Background: an optimization exercise with open tools, aiming at small area. Do not read the settings as production practice. Only simulation tests tie the RTL to the original design; equivalence was not proved.

==> flow/config.mk <==
export PLATFORM = sky130hd
export DESIGN_NAME = CONV_ACC
export DESIGN_NICKNAME = CONV_ACC
export VERILOG_FILES = /design/flow/design.v
export SDC_FILE = /design/flow/constraint.sdc
export NUM_CORES = 4
export LEC_CHECK = 0
export CAP_MARGIN = 20
export CORE_MARGIN = 2
export CORE_UTILIZATION = 40
export PLACE_DENSITY = 0.55
export SLEW_MARGIN = 20
==> flow/constraint.sdc <==
create_clock -name core_clock -period 8.0 [get_ports {clk}]
set_input_delay 1.6000 -clock core_clock [delete_from_list [all_inputs] [get_ports {clk}]]
set_output_delay 1.6000 -clock core_clock [all_outputs]
set_load 0.01 [all_outputs]
==> flow/design.v <==
module IFM_BUFF 
(
   clk
	,rst_n
	,ifm_input
	,ifm_read
	,ifm_buf0
	,ifm_buf1
	,ifm_buf2
);
input clk;
input rst_n;
input signed [7:0] ifm_input;
input ifm_read;
output signed [7:0] ifm_buf0;
output signed [7:0] ifm_buf1;
output signed [7:0] ifm_buf2;
reg signed [7:0] ifm_buf [2:0];
integer i;
always @(posedge clk or negedge rst_n) 
    if (~rst_n) 
    begin
        for(i = 0; i < 3; i = i + 1)  
        begin
            ifm_buf[i] <= 0;
        end
    end 
    else
    begin
        if(ifm_read)
        begin
            ifm_buf[2] <= ifm_buf[1];
            ifm_buf[1] <= ifm_buf[0];
            ifm_buf[0] <= ifm_input;
        end
        else 
        begin
            ifm_buf[2] <= ifm_buf[2];
            ifm_buf[1] <= ifm_buf[1];
            ifm_buf[0] <= ifm_buf[0];
        end
    end 
assign ifm_buf0 = ifm_buf[0];
assign ifm_buf1 = ifm_buf[1];
assign ifm_buf2 = ifm_buf[2];
endmodule 
module WGT_BUFF 
(
	clk
 ,rst_n
 ,wgt_input
 ,wgt_read
 ,wgt_buf0
 ,wgt_buf1
 ,wgt_buf2
);
input clk;
input rst_n;
input signed [7:0] wgt_input;
input wgt_read;
output signed [7:0] wgt_buf0;
output signed [7:0] wgt_buf1;
output signed [7:0] wgt_buf2;
reg signed [7:0] wgt_buf [2:0];
integer i;
always @(posedge clk or negedge rst_n) 
    if (~rst_n) 
    begin
        for(i = 0; i < 3; i = i + 1)  
        begin
            wgt_buf[i] <= 0;
        end
    end 
    else
    begin
        if(wgt_read)
        begin
            wgt_buf[2] <= wgt_buf[1];
            wgt_buf[1] <= wgt_buf[0];
            wgt_buf[0] <= wgt_input;
        end
        else
        begin
            wgt_buf[2] <= wgt_buf[2];
            wgt_buf[1] <= wgt_buf[1];
            wgt_buf[0] <= wgt_buf[0];
        end
    end 
    assign wgt_buf0 = wgt_buf[0];
    assign wgt_buf1 = wgt_buf[1];
    assign wgt_buf2 = wgt_buf[2];
endmodule 
module PE 
(
  clk
 ,rst_n
 ,ifm_input0
 ,ifm_input1
 ,ifm_input2
 ,wgt_input0
 ,wgt_input1
 ,wgt_input2
 ,p_sum
 );
	input clk;
	input rst_n;
  input signed [7:0] ifm_input0; 	
  input signed [7:0] ifm_input1;  
  input signed [7:0] ifm_input2;  
  input signed [7:0] wgt_input0;
  input signed [7:0] wgt_input1;
  input signed [7:0] wgt_input2;
	output signed [24:0] p_sum;
	reg signed [15:0] product [3:0];
  reg signed [16:0] pp_sum  [1:0] ;
  reg signed [24:0] p_sum;
	integer i;
	integer j;
	always @(posedge clk or negedge rst_n) begin
			if(~rst_n) begin
				for(i = 0 ; i < 3 ; i = i + 1) begin
						product[i] <= 0;
				end
				for(i = 0; i < 2 ; i = i + 1) begin
				  	pp_sum [i] <= 0;
				end
				    p_sum <= 0;
			end
		  else begin			   
            product[0] <= ifm_input0 * wgt_input0;
            product[1] <= ifm_input1 * wgt_input1;
            product[2] <= ifm_input2 * wgt_input2;
            pp_sum[0]  <= product[0] + product[1];
            pp_sum[1]  <= product[2];
            p_sum      <= pp_sum[0] + pp_sum[1];
			end
	end
	endmodule
module PE_FSM (clk, rst_n, start_conv, start_again, cfg_ci, cfg_co, 
            ifm_read, wgt_read, p_valid_output, last_chanel_output, end_conv
);
input clk;
input rst_n;
input start_conv;
input start_again;
input [1:0] cfg_ci;
input [1:0] cfg_co;
output ifm_read;
output wgt_read;
output p_valid_output;
output last_chanel_output;
output end_conv;
reg [5:0] ci;
reg [5:0] co;
reg [5:0] cnt1;
reg [8:0] cnt2;
reg [4:0] cnt3;
reg [2:0] current_state;
reg [2:0] next_state;
reg ifm_read;
reg wgt_read;
reg p_valid;
reg last_chanel;
reg end_conv;
parameter [2:0]
    IDLE = 3'b000,
    S1 = 3'b001,
    S2 = 3'b010,
    FINISH = 3'b100; 
parameter[6:0] tile_length =  16;
always @ (posedge clk or negedge rst_n)
    if(!rst_n)
        current_state <= IDLE;
    else
        current_state <= next_state; 
always @(posedge clk or negedge rst_n) begin
    if (!rst_n) begin
        ci <= 0;
        co <= 0;
    end else if(start_conv) begin
        ci <= ((cfg_ci + 6'b000001) << 3);
        co <= ((cfg_co + 6'b000001) << 3);
    end
end
always @ (current_state or start_conv or start_again or cnt1 or cnt2) 
begin
    next_state = 3'bx; 
    case(current_state)
        IDLE: 
            if(start_again)
                next_state = S1;
            else if(start_again && cnt2 == 0 && cnt3 == 0)
                next_state = FINISH;
            else
                next_state = IDLE;
        S1: 
            next_state = (cnt1 == 3) ? S2 : S1;
        S2:
            if(cnt2 == 0 && cnt1 == 0)
                next_state = IDLE;
            else if(cnt1 == 0)
                next_state = S1;
            else 
                next_state = S2;
        default:
            next_state = IDLE;
    endcase
end
always @ (posedge clk or negedge rst_n)
    if(!rst_n)
        {ifm_read, wgt_read, p_valid, last_chanel, end_conv} <= 5'b00000;
    else
        begin
            {ifm_read, wgt_read, p_valid, last_chanel, end_conv} <= 5'b00000;
            case(next_state)
                IDLE:
                    {ifm_read, wgt_read, p_valid, last_chanel, end_conv} <= 5'b00000;
                S1: 
                begin
                    {ifm_read, wgt_read, end_conv} <= 3'b110;
                    p_valid <= (cnt1 < 2) ? 0 : 1; 
                    last_chanel <= (cnt1 == 2 && cnt2 == 0) ? 1 : 0; 
                end
                S2:
                    begin
                        {ifm_read, wgt_read, p_valid, end_conv} <= 4'b1010; 
                        last_chanel <= (cnt2 == 0) ? 1 : 0;               
                    end
                FINISH:
                    {ifm_read, wgt_read, p_valid, last_chanel, end_conv} <= 5'b00001;           
                default:
                    {ifm_read, wgt_read, p_valid, last_chanel, end_conv} <= 5'b00000;
            endcase
        end
always @ (posedge clk or negedge rst_n)
    if(!rst_n)
        begin
            cnt1 <= 0;
            cnt2 <= 0;
            cnt3 <= 0;
        end
    else
        begin
            if(next_state == IDLE)
                cnt1 <= 0;
            else
                begin
                    if (cnt1 == tile_length + 1)
                        cnt1 <= 0;
                    else      
                        cnt1 <= cnt1 + 1;
                    if(cnt1 == 0)
                    begin                     
                        if(cnt2 == ci-1)
                            cnt2 <= 0;
                        else
                            cnt2 <= cnt2 + 1;
                        if(cnt2 == 0)
                            if(cnt3 == co*15-1)
                                cnt3 <= 0;
                            else
                                cnt3 <= cnt3 + 1;
                        else 
                            cnt3 <= cnt3;
                    end
                    else
                        cnt2 <= cnt2;
                end
           end
reg [2:0] p_valid_i;
reg [2:0] last_chanel_i;
reg p_valid_output;
reg last_chanel_output;
always @(posedge clk or negedge rst_n)
    if (!rst_n) begin
        p_valid_output     <= 0;
        p_valid_i[2]       <= 0;
        p_valid_i[1]       <= 0;
        p_valid_i[0]       <= 0;
        last_chanel_output <= 0; 
        last_chanel_i[2]   <= 0;
        last_chanel_i[1]   <= 0;
        last_chanel_i[0]   <= 0;
    end else begin
        p_valid_output     <= p_valid_i[2];
        p_valid_i[2]       <= p_valid_i[1];
        p_valid_i[1]       <= p_valid_i[0];
        p_valid_i[0]       <= p_valid;
        last_chanel_output <= last_chanel_i[2]; 
        last_chanel_i[2]   <= last_chanel_i[1];
        last_chanel_i[1]   <= last_chanel_i[0];
        last_chanel_i[0]   <= last_chanel;
    end
endmodule  
module PSUM_ADD #(
    parameter data_width = 25
) (
    input clk,
    input rst_n,
    input signed [data_width-1:0] pe0_data,
    input signed [data_width-1:0] pe1_data,
    input signed [data_width-1:0] pe2_data,
    input signed [data_width-1:0] fifo_data,
    output signed [data_width-1:0] out 
);
    reg signed [data_width-1:0] psum0;
    reg signed [data_width-1:0] psum1;
    reg signed [data_width-1:0] psum2;
    reg signed [data_width-1:0] out_r;
    assign out = out_r;
    always @(posedge clk or negedge rst_n) begin
        if (!rst_n) begin
            psum0 <= 0;
            psum1 <= 0;
            psum2 <= 0;
            out_r   <= 0;
        end else begin
            psum0 <= pe0_data + pe1_data;
            psum1 <= pe2_data;
            psum2 <= psum0 + psum1;
            out_r <= fifo_data + psum2;
        end
    end 
endmodule
module SYNCH_FIFO #(
    parameter data_width = 28,
    parameter addr_width = 8,
    parameter depth      = 46
) (
    input clk,
    input rd_en,
    input wr_en,
    input rst_n,
    output empty,
    output full,
    output reg [data_width-1:0] data_out,
    input [data_width-1:0] data_in
);
    reg [addr_width:0] cnt;
    reg [data_width-1:0] fifo_mem [0:depth-1];
    reg [addr_width-1:0] rd_ptr;
    reg [addr_width-1:0] wr_ptr;
    assign empty = (cnt == 0);
    assign full  = (cnt == depth);
    always @(posedge clk or negedge rst_n) begin
        if (!rst_n)
            rd_ptr   <= 0;
        else if (rd_en && !empty) begin
            if (rd_ptr == depth-1)
                rd_ptr <= 0;
            else
                rd_ptr <= rd_ptr + 1;
        end else
            rd_ptr <= rd_ptr;
    end
    always @(posedge clk or negedge rst_n) begin
        if (!rst_n)
            data_out <= 0;
        else if (rd_en && !empty)
            data_out <= fifo_mem[rd_ptr];
    end
    always @(posedge clk or negedge rst_n) begin
        if (!rst_n)
            wr_ptr <= 0;
        else if (wr_en  && !full) begin
            if (wr_ptr == depth-1)
                wr_ptr <= 0;
            else
                wr_ptr <= wr_ptr + 1;
        end else
            wr_ptr <= wr_ptr;
    end
    always @(posedge clk) begin
        if (wr_en  & ~full)
            fifo_mem[wr_ptr] = data_in;
    end
    always @(posedge clk or negedge rst_n) begin
        if (!rst_n)
            cnt <= 0;
        else begin
            case ({wr_en, rd_en})
                2'b00: cnt <= cnt;
                2'b01: cnt <= !empty ? cnt-1 : cnt;
                2'b10: cnt <= !full  ? cnt+1 : cnt;
                2'b11: cnt <= cnt;
            endcase
        end
    end
endmodule
module PSUM_BUFF #(
    parameter data_width = 25, 
    parameter addr_width = 8,
    parameter depth      = 46
) (
    input clk,
    input rst_n,
    input p_valid_data,
    input p_write_zero,
    input p_init,
    input odd_cnt,
    input signed [data_width-1:0] pe0_data,
    input signed [data_width-1:0] pe1_data,
    input signed [data_width-1:0] pe2_data,
    output [data_width-1:0] fifo_out,
    output valid_fifo_out
);
    reg  [data_width-1:0] fifo_in0;
    reg  [data_width-1:0] fifo_in1;
    wire signed [data_width-1:0] adder_out;
    wire empty0, full0;
    wire empty1, full1;
    reg fifo_rd_en0;
    reg fifo_wr_en0;
    reg fifo_rd_en1;
    reg fifo_wr_en1;
    reg d_odd_cnt;
    always @(posedge clk or negedge rst_n) begin
        if (!rst_n)
            d_odd_cnt <= 0;
        else 
            d_odd_cnt <= odd_cnt;
    end 
    reg [3-1:0] p_valid;
    reg [3-1:0] p_write_zero_reg;
    reg  [data_width-1:0] fifo_out_i;
    reg  [data_width-1:0] fifo_out_a;
    wire [data_width-1:0] fifo_out_i0;
    wire [data_width-1:0] fifo_out_i1;
    always @(*) begin
        if (!rst_n) begin
            fifo_out_i = 0;
            fifo_out_a = 0;
        end else if (~d_odd_cnt) begin
            fifo_out_i = fifo_out_i1;
            fifo_out_a = fifo_out_i0;
        end else begin
            fifo_out_i = fifo_out_i0;
            fifo_out_a = fifo_out_i1;
        end
    end 
    assign valid_fifo_out = p_write_zero_reg;
    assign fifo_out = fifo_out_i[data_width-1] ? 0 : fifo_out_i;
    wire write_zero;
    assign write_zero = p_write_zero || p_write_zero_reg;
    always @(*) begin
        if (!rst_n) begin
            fifo_rd_en0 = 0;
            fifo_wr_en0 = 0;
            fifo_rd_en1 = 0;
            fifo_wr_en1 = 0;
            fifo_in0 = 0;
            fifo_in1 = 0;
        end else if (p_init) begin
            fifo_rd_en0 = 0;
            fifo_wr_en0 = 1;
            fifo_rd_en1 = 0;
            fifo_wr_en1 = 1;
            fifo_in0 = 0;
            fifo_in1 = 0;
        end else if (write_zero & d_odd_cnt) begin
            fifo_rd_en0 = p_write_zero;
            fifo_wr_en0 = p_write_zero_reg;
            fifo_rd_en1 = p_valid[0];
            fifo_wr_en1 = p_valid[2];
            fifo_in0 = 0;
            fifo_in1 = adder_out;
        end else if (write_zero & ~d_odd_cnt) begin
            fifo_rd_en1 = p_write_zero;
            fifo_wr_en1 = p_write_zero_reg;
            fifo_rd_en0 = p_valid[0];
            fifo_wr_en0 = p_valid[2];
            fifo_in1 = 0;
            fifo_in0 = adder_out;
        end else if (~d_odd_cnt & ~write_zero) begin
            fifo_rd_en1 = 0;
            fifo_wr_en1 = 0;
            fifo_rd_en0 = p_valid[0];
            fifo_wr_en0 = p_valid[2];
            fifo_in1 = 0;
            fifo_in0 = adder_out;
        end else if (d_odd_cnt & ~write_zero) begin
            fifo_rd_en0 = 0;
            fifo_wr_en0 = 0;
            fifo_rd_en1 = p_valid[0];
            fifo_wr_en1 = p_valid[2];
            fifo_in0 = 0;
            fifo_in1 = adder_out;
        end else begin
            fifo_rd_en0 = 0;
            fifo_wr_en0 = 0;
            fifo_rd_en1 = 0;
            fifo_wr_en1 = 0;
            fifo_in0 = 0;
            fifo_in1 = 0;
        end
    end
    always @(posedge clk or negedge rst_n) begin
        if (!rst_n)
            p_valid <= 3'b0;
        else
            p_valid <= {p_valid[1:0], p_valid_data};
    end
    always @(posedge clk or negedge rst_n) begin
        if (!rst_n)
            p_write_zero_reg <= 1'b0;
        else
            p_write_zero_reg <= p_write_zero;
    end
    PSUM_ADD #(.data_width(data_width)) adder_tree (
        .clk(clk),
        .rst_n(rst_n),
        .pe0_data(pe0_data),
        .pe1_data(pe1_data),
        .pe2_data(pe2_data),
        .fifo_data(fifo_out_a),
        .out(adder_out)
    );
    SYNCH_FIFO #(
        .data_width(data_width),
        .addr_width(addr_width),
        .depth(depth)
    ) synch_fifo0 (
        .clk(clk),
        .rd_en(fifo_rd_en0),
        .wr_en(fifo_wr_en0),
        .rst_n(rst_n),
        .empty(empty0),
        .full(full0),
        .data_out(fifo_out_i0),
        .data_in(fifo_in0)
    );
    SYNCH_FIFO #(
        .data_width(data_width),
        .addr_width(addr_width),
        .depth(depth)
    ) synch_fifo1 (
        .clk(clk),
        .rd_en(fifo_rd_en1),
        .wr_en(fifo_wr_en1),
        .rst_n(rst_n),
        .empty(empty1),
        .full(full1),
        .data_out(fifo_out_i1),
        .data_in(fifo_in1)
    );
endmodule
module WRITE_BACK #(
    parameter data_width = 25,
    parameter depth = 46
) (
    input  clk,
    input  rst_n,
    input  start_init,
    input  p_filter_end,
    input  [data_width-1:0] row0,
    input  row0_valid,
    input  [data_width-1:0] row1,
    input  row1_valid,
    input  [data_width-1:0] row2,
    input  row2_valid,
    input  [data_width-1:0] row3,
    input  row3_valid,
    output p_write_zero0,
    output p_write_zero1,
    output p_write_zero2,
    output p_write_zero3,
    output p_init,
    output [data_width-1:0] out_port0,
    output [data_width-1:0] out_port1,
    output port0_valid,
    output port1_valid,
    output start_conv,
    output odd_cnt
);
    localparam IDLE         = 4'd0;
    localparam INIT_BUFF    = 4'd1;
    localparam START_CONV   = 4'd2;
    localparam WAIT_ADD     = 4'd3;
    localparam WAIT_WRITE0    = 4'd4;
    localparam ROW_0_1      = 4'd5;
    localparam CLEAR_0_1    = 4'd6;
    localparam ROW_2_3      = 4'd7;
    localparam CLEAR_2_3    = 4'd8;
    localparam ROW_5        = 4'd9;
    localparam CLEAR_START_CONV = 4'd10;
    localparam CLEAR_CNT    = 4'd11;
    reg [3:0] st_next;
    reg [3:0] st_cur;
    reg [7:0] cnt;
    always @(posedge clk or negedge rst_n) begin
        if (!rst_n)
            st_cur <= IDLE;
        else
            st_cur <= st_next;
    end
    always @(*) begin
        st_next = st_cur;
        case(st_cur)
            IDLE:
                if (start_init)
                    st_next = INIT_BUFF;
                else
                    st_next = IDLE;
            INIT_BUFF:
                if (cnt == depth-1)
                    st_next = START_CONV;
                else
                    st_next = INIT_BUFF;
            START_CONV:
                if (cnt >= depth+2)
                    st_next = CLEAR_START_CONV;
                else
                    st_next = START_CONV;
            CLEAR_START_CONV:
                if (p_filter_end)
                    st_next = WAIT_ADD;
                else
                    st_next = CLEAR_START_CONV;
            WAIT_ADD:
                if (cnt == depth-1)
                    st_next = WAIT_WRITE0;
                else
                    st_next = WAIT_ADD;
            WAIT_WRITE0:
                st_next = CLEAR_CNT;
            CLEAR_CNT:
                st_next = ROW_0_1;
            ROW_0_1:
                if (cnt == depth-1)
                    st_next = CLEAR_0_1;
                else
                    st_next = ROW_0_1;
            CLEAR_0_1:
                st_next = ROW_2_3;
            ROW_2_3:
                if (cnt == depth-1)
                    st_next = CLEAR_2_3;
                else
                    st_next = ROW_2_3;
            CLEAR_2_3:
                st_next = ROW_5;
            ROW_5:
                if (cnt == depth-1)
                    st_next = CLEAR_START_CONV;
                else
                    st_next = ROW_5;
            default:
                st_next = IDLE;
        endcase
    end
    reg p_write_zero0_r;
    reg p_write_zero1_r;
    reg p_write_zero2_r;
    reg p_write_zero3_r;
    reg p_init_r;
    reg [data_width-1:0] out_port0_r;
    reg [data_width-1:0] out_port1_r;
    reg port0_valid_r;
    reg port1_valid_r;
    reg start_conv_r;
    always @(posedge clk or negedge rst_n) begin
        if (!rst_n)
            start_conv_r <= 0;
        else if (st_cur == START_CONV || st_cur == CLEAR_CNT)
            start_conv_r <= 1;
        else
            start_conv_r <= 0;
    end
    assign start_conv = start_conv_r;
    reg odd_cnt_r;
    always @(posedge clk or negedge rst_n) begin
        if (!rst_n)
            odd_cnt_r <= 0;
        else if (st_cur == CLEAR_CNT)
            odd_cnt_r <= ~odd_cnt;
        else
            odd_cnt_r <= odd_cnt;
    end
    assign odd_cnt = odd_cnt_r;
    always @(posedge clk or negedge rst_n) begin
        if (!rst_n) begin
            p_write_zero0_r <= 0;
            p_write_zero1_r <= 0;
        end else if (st_cur == ROW_0_1) begin
            p_write_zero0_r <= 1;
            p_write_zero1_r <= 1;
        end else begin
            p_write_zero0_r <= 0;
            p_write_zero1_r <= 0;
        end
    end
    always @(posedge clk or negedge rst_n) begin
        if (!rst_n) begin
            p_write_zero2_r <= 0;
            p_write_zero3_r <= 0;
        end else if (st_cur == ROW_2_3) begin
            p_write_zero2_r <= 1;
            p_write_zero3_r <= 1;
        end else begin
            p_write_zero2_r <= 0;
            p_write_zero3_r <= 0;
        end
    end
    assign p_write_zero0 = p_write_zero0_r;
    assign p_write_zero1 = p_write_zero1_r;
    assign p_write_zero2 = p_write_zero2_r;
    assign p_write_zero3 = p_write_zero3_r;
    always @(posedge clk or negedge rst_n) begin
        if (!rst_n)
            p_init_r <= 0;
        else if (st_cur == INIT_BUFF)
            p_init_r <= 1;
        else
            p_init_r <= 0;
    end
    assign p_init = p_init_r;
    always @(posedge clk or negedge rst_n) begin
        if (!rst_n)
            cnt <= 0;
        else if (st_cur == IDLE || st_cur == CLEAR_0_1  || st_cur == CLEAR_START_CONV
            || st_cur == CLEAR_2_3 || st_cur == CLEAR_CNT)
            cnt <= 0;
        else
            cnt <= cnt + 1;
    end
    always @(posedge clk or negedge rst_n) begin
        if (!rst_n) begin
            out_port0_r <= 0;
            out_port1_r <= 0;
            port0_valid_r <= 0;
            port1_valid_r <= 0;
        end else begin
            case({row0_valid, row1_valid, row2_valid, row3_valid}) 
                4'b1100 : begin
                    out_port0_r <= row0;
                    out_port1_r <= row1;
                    port0_valid_r <= row0_valid;
                    port1_valid_r <= row1_valid;
                end
                4'b0011 : begin
                    out_port0_r <= row2;
                    out_port1_r <= row3;
                    port0_valid_r <= row2_valid;
                    port1_valid_r <= row3_valid;
                end
                default : begin
                    out_port0_r <= 0;
                    out_port1_r <= 0;
                    port0_valid_r <= 0;
                    port1_valid_r <= 0;
                end
            endcase
        end
    end
    assign out_port0 = out_port0_r;
    assign out_port1 = out_port1_r;
    assign port0_valid = port0_valid_r;
    assign port1_valid = port1_valid_r;
endmodule
module CONV_ACC #(
    parameter out_data_width = 25,
    parameter buf_addr_width = 5,
    parameter buf_depth      = 16
) (
    input  clk,
    input  rst_n,
    input  start_conv,
    input  [1:0] cfg_ci,
    input  [1:0] cfg_co,
    input  [47:0] ifm,
    input  [23:0] weight,
    output [24:0] ofm_port0,
    output [24:0] ofm_port1,
    output ofm_port0_v,
    output ofm_port1_v,
    output ifm_read,
    output wgt_read,
    output end_conv
);
    reg [7:0] rows [0:5];
    always @(*) begin
        rows[0] = ifm[7:0];
        rows[1] = ifm[15:8];
        rows[2] = ifm[23:16];
        rows[3] = ifm[31:24];
        rows[4] = ifm[39:32];
        rows[5] = ifm[47:40];
    end
    reg [7:0] wgts [0:2];
    always @(*) begin
        wgts[0] = weight[7:0];
        wgts[1] = weight[15:8];
        wgts[2] = weight[23:16];
    end
    wire ifm_read_en;
    wire wgt_read_en;
    assign ifm_read = ifm_read_en;
    assign wgt_read = wgt_read_en;
    wire [out_data_width-1:0] pe00_data, pe10_data, pe20_data, pe30_data;
    wire [out_data_width-1:0] pe01_data, pe11_data, pe21_data, pe31_data;
    wire [out_data_width-1:0] pe02_data, pe12_data, pe22_data, pe32_data;
    wire [out_data_width-1:0] pe03_data, pe13_data, pe23_data, pe33_data;
    wire p_filter_end, p_valid_data, start_again;
    PE_FSM #(.tile_length(16)) pe_fsm ( .clk(clk), .rst_n(rst_n), .start_conv(start_conv), .start_again(start_again), .cfg_ci(cfg_ci), .cfg_co(cfg_co),
            .ifm_read(ifm_read_en), .wgt_read(wgt_read_en), .p_valid_output(p_valid_data),
            .last_chanel_output(p_filter_end), .end_conv(end_conv) );
    wire [7:0] ifm_buf00, ifm_buf01, ifm_buf02;  
    wire [7:0] ifm_buf10, ifm_buf11, ifm_buf12;  
    wire [7:0] ifm_buf20, ifm_buf21, ifm_buf22;  
    wire [7:0] ifm_buf30, ifm_buf31, ifm_buf32;  
    wire [7:0] ifm_buf40, ifm_buf41, ifm_buf42;  
    wire [7:0] ifm_buf50, ifm_buf51, ifm_buf52;  
  wire [7:0] wgt_buf00, wgt_buf01, wgt_buf02;  
  wire [7:0] wgt_buf10, wgt_buf11, wgt_buf12;  
  wire [7:0] wgt_buf20, wgt_buf21, wgt_buf22;  
  IFM_BUFF ifm_buf0( .clk(clk), .rst_n(rst_n), .ifm_input(rows[0]), .ifm_read(ifm_read_en),
  .ifm_buf0(ifm_buf00), .ifm_buf1(ifm_buf01), .ifm_buf2(ifm_buf02)); 
  IFM_BUFF ifm_buf1( .clk(clk), .rst_n(rst_n), .ifm_input(rows[1]), .ifm_read(ifm_read_en),
  .ifm_buf0(ifm_buf10), .ifm_buf1(ifm_buf11), .ifm_buf2(ifm_buf12)); 
  IFM_BUFF ifm_buf2( .clk(clk), .rst_n(rst_n), .ifm_input(rows[2]), .ifm_read(ifm_read_en),
  .ifm_buf0(ifm_buf20), .ifm_buf1(ifm_buf21), .ifm_buf2(ifm_buf22)); 
  IFM_BUFF ifm_buf3( .clk(clk), .rst_n(rst_n), .ifm_input(rows[3]), .ifm_read(ifm_read_en),
  .ifm_buf0(ifm_buf30), .ifm_buf1(ifm_buf31), .ifm_buf2(ifm_buf32)); 
  IFM_BUFF ifm_buf4( .clk(clk), .rst_n(rst_n), .ifm_input(rows[4]), .ifm_read(ifm_read_en),
  .ifm_buf0(ifm_buf40), .ifm_buf1(ifm_buf41), .ifm_buf2(ifm_buf42)); 
  IFM_BUFF ifm_buf5( .clk(clk), .rst_n(rst_n), .ifm_input(rows[5]), .ifm_read(ifm_read_en),
  .ifm_buf0(ifm_buf50), .ifm_buf1(ifm_buf51), .ifm_buf2(ifm_buf52)); 
  WGT_BUFF wgt_buf0( .clk(clk), .rst_n(rst_n), .wgt_input(wgts[0]), .wgt_read(wgt_read_en),.wgt_buf0(wgt_buf00), .wgt_buf1(wgt_buf01), .wgt_buf2(wgt_buf02)); 
  WGT_BUFF wgt_buf1( .clk(clk), .rst_n(rst_n), .wgt_input(wgts[1]), .wgt_read(wgt_read_en),.wgt_buf0(wgt_buf10), .wgt_buf1(wgt_buf11), .wgt_buf2(wgt_buf12)); 
  WGT_BUFF wgt_buf2( .clk(clk), .rst_n(rst_n), .wgt_input(wgts[2]), .wgt_read(wgt_read_en),.wgt_buf0(wgt_buf20), .wgt_buf1(wgt_buf21), .wgt_buf2(wgt_buf22)); 
  PE pe00( .clk(clk), .rst_n(rst_n), .ifm_input0(ifm_buf00), .ifm_input1(ifm_buf01), .ifm_input2(ifm_buf02), .wgt_input0(wgt_buf00), .wgt_input1(wgt_buf01), .wgt_input2(wgt_buf02), .p_sum(pe00_data) );
  PE pe01( .clk(clk), .rst_n(rst_n), .ifm_input0(ifm_buf10), .ifm_input1(ifm_buf11), .ifm_input2(ifm_buf12), .wgt_input0(wgt_buf00), .wgt_input1(wgt_buf01), .wgt_input2(wgt_buf02), .p_sum(pe01_data) );
  PE pe02( .clk(clk), .rst_n(rst_n), .ifm_input0(ifm_buf20), .ifm_input1(ifm_buf21), .ifm_input2(ifm_buf22), .wgt_input0(wgt_buf00), .wgt_input1(wgt_buf01), .wgt_input2(wgt_buf02), .p_sum(pe02_data) );
  PE pe03( .clk(clk), .rst_n(rst_n), .ifm_input0(ifm_buf30), .ifm_input1(ifm_buf31), .ifm_input2(ifm_buf32), .wgt_input0(wgt_buf00), .wgt_input1(wgt_buf01), .wgt_input2(wgt_buf02), .p_sum(pe03_data) );
  PE pe10( .clk(clk), .rst_n(rst_n), .ifm_input0(ifm_buf10), .ifm_input1(ifm_buf11), .ifm_input2(ifm_buf12), .wgt_input0(wgt_buf10), .wgt_input1(wgt_buf11), .wgt_input2(wgt_buf12), .p_sum(pe10_data) );
  PE pe11( .clk(clk), .rst_n(rst_n), .ifm_input0(ifm_buf20), .ifm_input1(ifm_buf21), .ifm_input2(ifm_buf22), .wgt_input0(wgt_buf10), .wgt_input1(wgt_buf11), .wgt_input2(wgt_buf12), .p_sum(pe11_data) );
  PE pe12( .clk(clk), .rst_n(rst_n), .ifm_input0(ifm_buf30), .ifm_input1(ifm_buf31), .ifm_input2(ifm_buf32), .wgt_input0(wgt_buf10), .wgt_input1(wgt_buf11), .wgt_input2(wgt_buf12), .p_sum(pe12_data) );
  PE pe13( .clk(clk), .rst_n(rst_n), .ifm_input0(ifm_buf40), .ifm_input1(ifm_buf41), .ifm_input2(ifm_buf42), .wgt_input0(wgt_buf10), .wgt_input1(wgt_buf11), .wgt_input2(wgt_buf12), .p_sum(pe13_data) );
  PE pe20( .clk(clk), .rst_n(rst_n), .ifm_input0(ifm_buf20), .ifm_input1(ifm_buf21), .ifm_input2(ifm_buf22), .wgt_input0(wgt_buf20), .wgt_input1(wgt_buf21), .wgt_input2(wgt_buf22), .p_sum(pe20_data) );
  PE pe21( .clk(clk), .rst_n(rst_n), .ifm_input0(ifm_buf30), .ifm_input1(ifm_buf31), .ifm_input2(ifm_buf32), .wgt_input0(wgt_buf20), .wgt_input1(wgt_buf21), .wgt_input2(wgt_buf22), .p_sum(pe21_data) );
  PE pe22( .clk(clk), .rst_n(rst_n), .ifm_input0(ifm_buf40), .ifm_input1(ifm_buf41), .ifm_input2(ifm_buf42), .wgt_input0(wgt_buf20), .wgt_input1(wgt_buf21), .wgt_input2(wgt_buf22), .p_sum(pe22_data) );
  PE pe23( .clk(clk), .rst_n(rst_n), .ifm_input0(ifm_buf50), .ifm_input1(ifm_buf51), .ifm_input2(ifm_buf52), .wgt_input0(wgt_buf20), .wgt_input1(wgt_buf21), .wgt_input2(wgt_buf22), .p_sum(pe23_data) );
    wire [out_data_width-1:0] fifo_out[0:3];
    wire valid_fifo_out[0:3];
    wire p_write_zero[0:3];
    wire p_init;
    wire odd_cnt;
    WRITE_BACK #(
        .data_width(out_data_width),
        .depth(buf_depth)
    ) writeback_control (
        .clk(clk),
        .rst_n(rst_n),
        .start_init(start_conv),
        .p_filter_end(p_filter_end),
        .row0(fifo_out[0]),
        .row0_valid(valid_fifo_out[0]),
        .row1(fifo_out[1]),
        .row1_valid(valid_fifo_out[1]),
        .row2(fifo_out[2]),
        .row2_valid(valid_fifo_out[2]),
        .row3(fifo_out[3]),
        .row3_valid(valid_fifo_out[3]),
        .p_write_zero0(p_write_zero[0]),
        .p_write_zero1(p_write_zero[1]),
        .p_write_zero2(p_write_zero[2]),
        .p_write_zero3(p_write_zero[3]),
        .p_init(p_init),
        .out_port0(ofm_port0),
        .out_port1(ofm_port1),
        .port0_valid(ofm_port0_v),
        .port1_valid(ofm_port1_v),
        .start_conv(start_again),
        .odd_cnt(odd_cnt)
    );
    PSUM_BUFF #(
        .data_width(out_data_width),
        .addr_width(buf_addr_width),
        .depth(buf_depth)
    ) psum_buff0 (
        .clk(clk),
        .rst_n(rst_n),
        .p_valid_data(p_valid_data),
        .p_write_zero(p_write_zero[0]),
        .p_init(p_init),
        .odd_cnt(odd_cnt),
        .pe0_data(pe00_data),
        .pe1_data(pe10_data),
        .pe2_data(pe20_data),
        .fifo_out(fifo_out[0]),
        .valid_fifo_out(valid_fifo_out[0])
    );
    PSUM_BUFF #(
        .data_width(out_data_width),
        .addr_width(buf_addr_width),
        .depth(buf_depth)
    ) psum_buff1 (
        .clk(clk),
        .rst_n(rst_n),
        .p_valid_data(p_valid_data),
        .p_write_zero(p_write_zero[1]),
        .p_init(p_init),
        .odd_cnt(odd_cnt),
        .pe0_data(pe01_data),
        .pe1_data(pe11_data),
        .pe2_data(pe21_data),
        .fifo_out(fifo_out[1]),
        .valid_fifo_out(valid_fifo_out[1])
    );
    PSUM_BUFF #(
        .data_width(out_data_width),
        .addr_width(buf_addr_width),
        .depth(buf_depth)
    ) psum_buff2 (
        .clk(clk),
        .rst_n(rst_n),
        .p_valid_data(p_valid_data),
        .p_write_zero(p_write_zero[2]),
        .p_init(p_init),
        .odd_cnt(odd_cnt),
        .pe0_data(pe02_data),
        .pe1_data(pe12_data),
        .pe2_data(pe22_data),
        .fifo_out(fifo_out[2]),
        .valid_fifo_out(valid_fifo_out[2])
    );
    PSUM_BUFF #(
        .data_width(out_data_width),
        .addr_width(buf_addr_width),
        .depth(buf_depth)
    ) psum_buff3 (
        .clk(clk),
        .rst_n(rst_n),
        .p_valid_data(p_valid_data),
        .p_write_zero(p_write_zero[3]),
        .p_init(p_init),
        .odd_cnt(odd_cnt),
        .pe0_data(pe03_data),
        .pe1_data(pe13_data),
        .pe2_data(pe23_data),
        .fifo_out(fifo_out[3]),
        .valid_fifo_out(valid_fifo_out[3])
    );
endmodule  
==> flow/run.sh <==
#!/bin/bash
# synth_recipe.tcl (not shown) runs the flow's synth.tcl, then flattens the netlist and writes it again
# the make line also repeats each setting of config.mk as NAME=value (left out here)
make -C /OpenROAD-flow-scripts/flow DESIGN_CONFIG=/design/flow/config.mk WORK_HOME=/design/flow/orfs CLKGATE_MAP_FILE= SYNTH_SCRIPT=/design/flow/synth_recipe.tcl finish
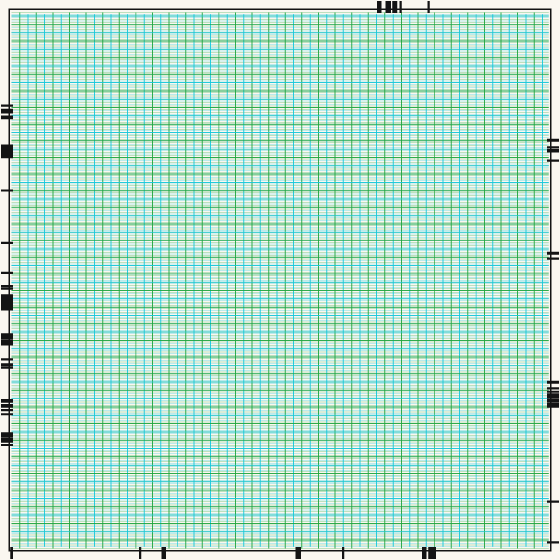
**Above:** power grid.
Pins as bars on the die edge.
legend:
  VDD:
    colour: cyan
  VSS:
    colour: green
signal pins: 134
met4 straps: 64

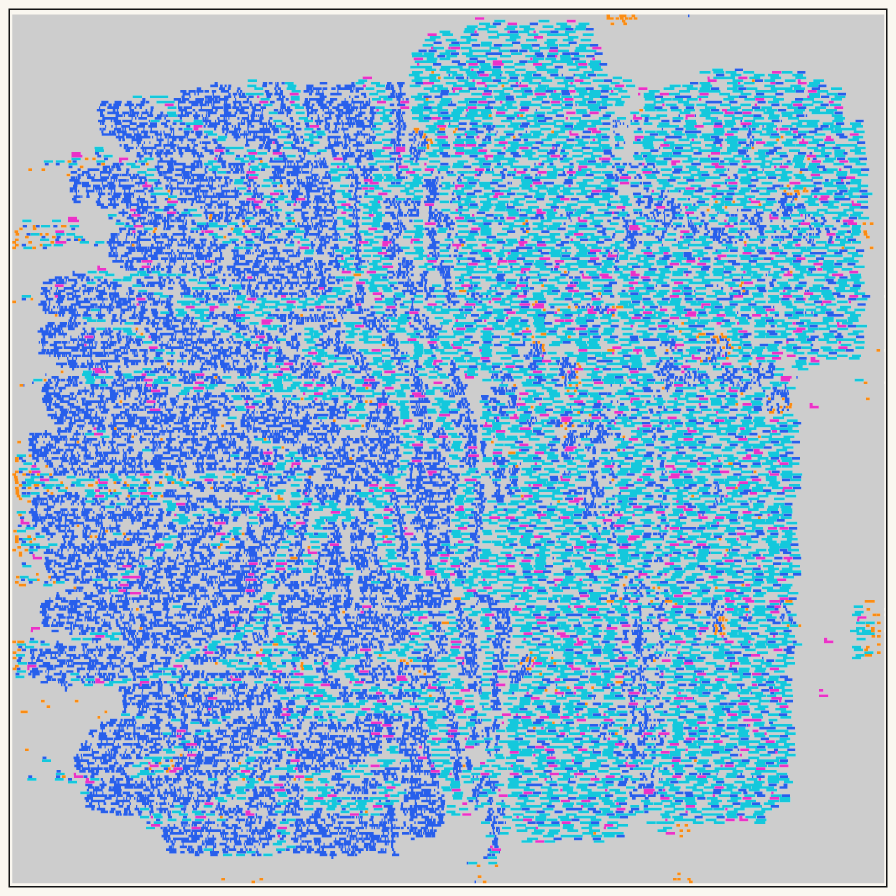
**Above:** placed cells, one colour a class.
Fill, decap, tap and diode cells in grey.
legend:
  combinational and other logic:
    colour: blue
    cells: 16887
  clock drivers and dummy loads:
    colour: magenta
    cells: 1114
  other buffers and delay cells:
    colour: orange
    cells: 479
  flops:
    colour: cyan
    cells: 5410

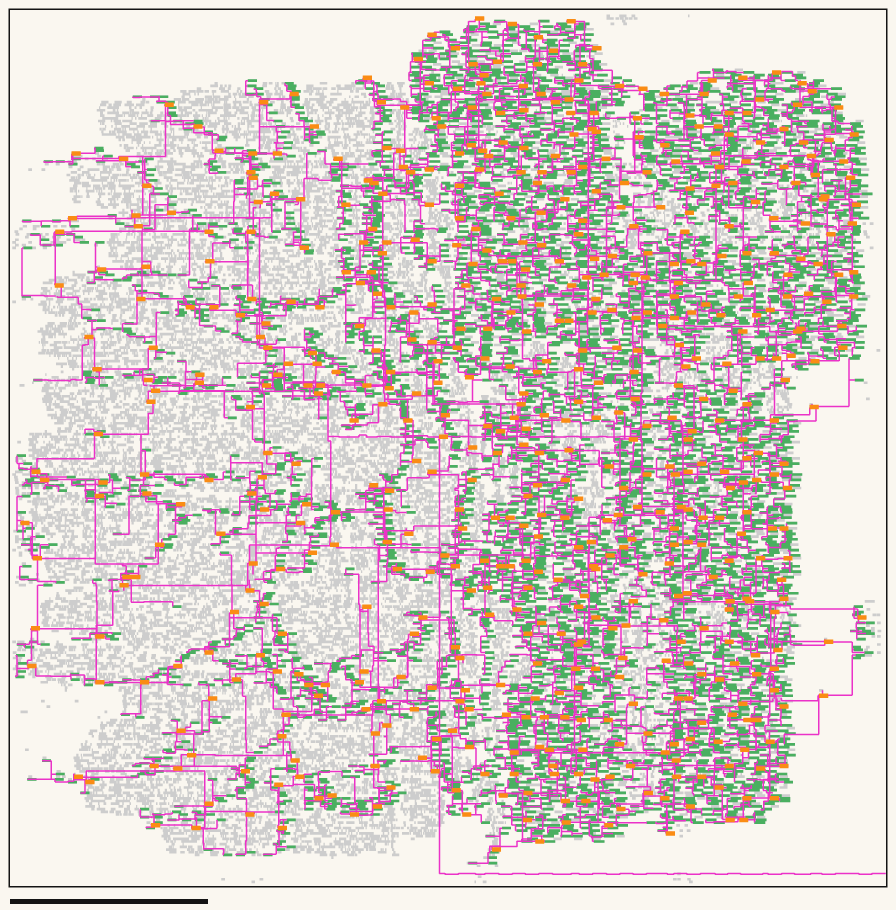
**Above:** routed clock nets over the placement.
Scale bar: 200 um.
legend:
  flip-flops:
    colour: green
    count: 5410
  clock drivers:
    colour: orange
    count: 606
  clock wires:
    colour: magenta
    length: 72.0 mm
routed clock nets: 607

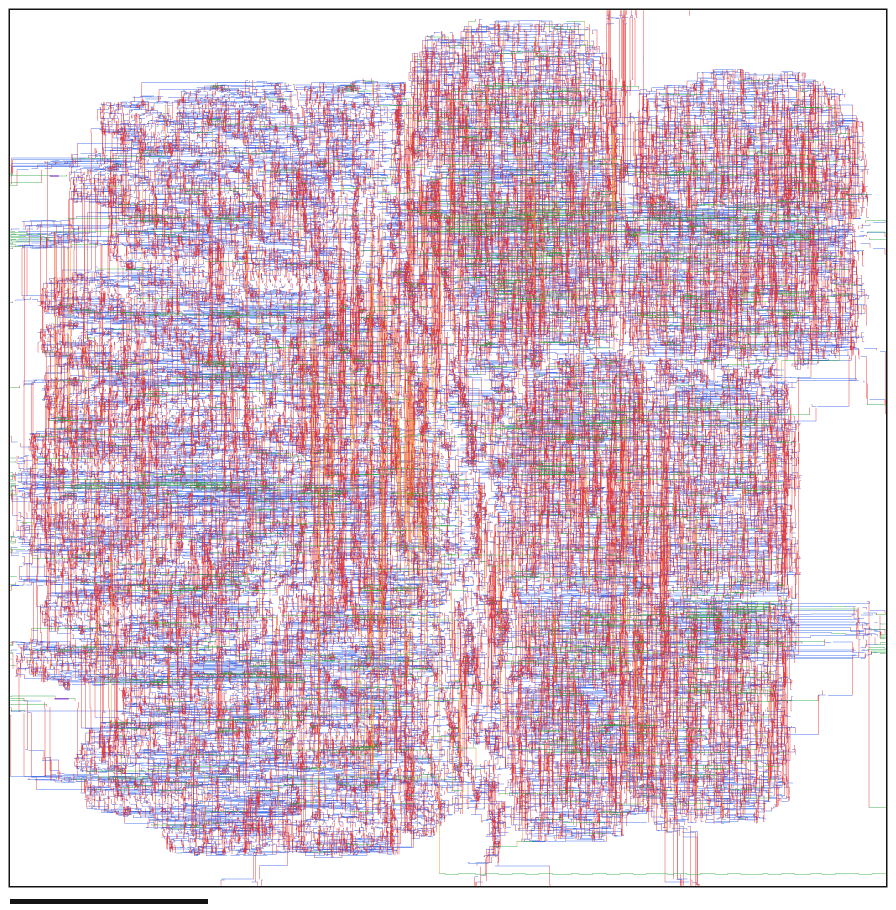
**Above:** routed metal, one colour a layer.
Scale bar: 200 um.
legend:
  metal 2:
    colour: red
    wire_length: 363 mm
  metal 3:
    colour: green
    wire_length: 39.6 mm
  metal 5:
    colour: purple
    wire_length: 80.0 um
  metal 1:
    colour: blue
    wire_length: 354 mm
  metal 4:
    colour: orange
    wire_length: 22.0 mm

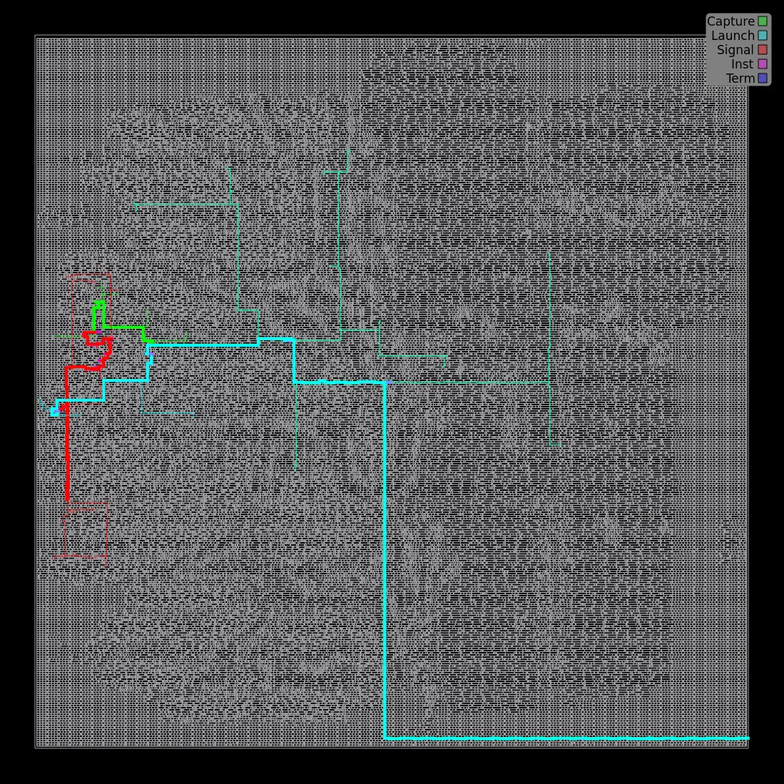
**Above:** path with the least slack.
Layout Utilization: 44.7%
minimum clock period: 5.71 ns
non-filler cells, final: 34200

==> notes.md <==
Simple-Gate Fraction of Synth Area: 8.40%
Seq Cell Count: 5410
setup_tns: 0 ns
total grt overflow: 0
#FFs+latches synth: 5410
Final Skew: 0.103 ns
multi-input combinational area share: 41.5%
worst setup path category: reg -> reg
async set-or-reset flop fraction in the synthesized netlist: 40.9%
Starting Density: 40.2%
Hold Crit Class: reg -> reg
Slew headroom: 23.6%
final WL: 778000 um
mux share of post-synthesis cell area: 9.76%
hold path startpoint: pe_fsm.last_chanel_i[1]$_DFF_PN0_
IO Pins: 134
TritonRoute pass-1 iters: 6
final worst path period share: 71.4%
area of the multi-input gates: 143000 um^2
CP bufs+invs: 4
placed inst area: 323000 um^2
Vias/cell: 5.14
CTS Hold Bufs: 0
H-tree depth: 6
crit-path leading delay family: adder cells
Filler Cells Inserted: 69300
first-pass GRT wire length: 1170000 um
row cnt: 322
Mapped Cells: 23100
setup bufs post-CTS: 0
Root Buffer: clkbuf_16
Compound-Gate Fraction of Synth Area: 4.29%
Synth top cells by count: inv_1 (3292), edfxtp_1 (3200), dfrtp_1 (2210), fa_1 (2024), ha_1 (1796)
Yosys warning count: 17
Final clock-cell share: 5.91%
PortBufs: 129
Mean Syn Cell Area: 13.4 um^2
area grow syn2layout: 11.2%
Seq/total area: 44.1%
GP Congestion: 0.852
final setup vio count: 0
n_diodes: 77
drc violations: 0
share of cells above drive strength 1: 12.5%
xor-xnor portion of the synthesized cell area: 3.23%
antenna viol nets, final: 0
critical path capture point type: flop
RSZ-0062 raised after global routing: no
TritonCTS buffer count: 606
clk slew on worst S/H paths: 0.06 ns
tap cell count: 10200
crit path from: wgt_buf1.wgt_buf[0][7]$_DFFE_PN0P_
die area: 780000 um^2
Die H: 883 um
dpl hpwl: 533000 um
core box area: 770000 um^2
Resized cells post-CTS: 0
clock insertion delay at the later pin of the skew report: 1.12 ns
Slew Limit Fails: 0
clock buf count: 823
Worst path max stage delay: 0.92 ns
Post-Syn Area: 309000 um^2
Synth Area in Adders: 20.4%
min setup slack post-route: 2.29 ns
Synth area leaders: edfxtp_1 (31%), dfrtp_1 (18%), fa_1 (13%), mux4_2 (7.3%), ha_1 (7.3%)
Post-synth EDFFs: 3200
dpl ws: 2.24 ns
Critical Path RT: 8.92 ns
Fin. Hold Viols: 0
Longest Clk Path Bufs: 4
initial drt markers: 13800
CTS tree: yes
status: no timing/DRC/antenna violations
worst flop-to-flop path startpoint: wgt_buf1.wgt_buf[0][7]$_DFFE_PN0P_
critical path launch point type: flop
GRT Overall Usage: 20.0%
largest family of logic cells by synthesized area: adder cells
antenna violations before repair: 72
vias in the first global route: 182000
main flop type after synthesis: edfxtp_1
count of non-CTS buffers in the layout: 479
critical path peak fanout: 21
pin count of the biggest net entering global routing: 154
top cell type's share of synthesized area: 31.1%
Final Cell Area: 344000 um^2
maximum clock frequency: 175 MHz
#MultiIn Comb: 13600
FF/Latch Area: 152000 um^2
CP arrival: 6.63 ns
Max-Cap Viols: 0
DIE WIDTH: 883 um
critical-path cell with the highest stage delay: clkinv_1
count leader, synth: inv_1
most used cell, CP: fa_1
sequential fraction of the synthesis area: 49.0%
Non-clock buffers, area share: 1.20%
most frequent cells in the layout: inv_1 (3292), edfxtp_1 (3200), dfrtp_1 (2165)
nets: 27300
Netlist cell types: 88
final hold slack: 0.323 ns
largest area contributor in the netlist: edfxtp_1
DP Cell Count: 33000
mean routed wirelength per cell: 22.8 um
path summary, 6_finish.rpt:
kind	slack (ns)	end	cells after the start
min in group asynchronous	0.46	psum_buff3.synch_fifo0.data_out[20]$_DFFE_PN0P_	1
worst max register to register	2.29	pe12.product[0][15]$_DFF_PN0_	16
worst min-delay path	0.32	pe_fsm.last_chanel_i[2]$_DFF_PN0_	0
worst min register to register	0.32	pe_fsm.last_chanel_i[2]$_DFF_PN0_	0
worst max-delay path	2.29	pe12.product[0][15]$_DFF_PN0_	16
max in group asynchronous	4.17	ifm_buf3.ifm_buf[2][2]$_DFFE_PN0P_	5
per-layer routing:
layer | wire length, um | track usage (%)
met1 | 354000 | 28.7
met2 | 363000 | 32.3
met3 | 39600 | 2.65
met4 | 22000 | 5.14
met5 | 80 | 0

==> static timing again, ports no longer ideal <==
The results above use ideal ports. As a check the final layout listed here was re-extracted and re-timed, cells and wires unchanged.
Step 1 sets driving cells, clkbuf_16 on the clock port and buf_2 on the other inputs (assumed; they add their load-dependent delay and slew).
Step 2, shift: input delay + t, output delay - t, t = (earliest + latest rising clock arrival at the registers) / 2. This alone moves slack from input paths to output paths.
a / b / c = ideal / step 1 / step 2; a / b = the first two.
t (ns): 1.203
setup slack, ns: 2.289 / 2.289 / 2.146
hold slack, ns: 0.323 / 0.323 / 0.323
worst setup path at the end: input to register
pins driven straight from the clock port: 1
After both steps this run still meets setup and hold. For this run, drivers alone change the setup slack by 0.000 ns; drivers and shift together by -0.143 ns.
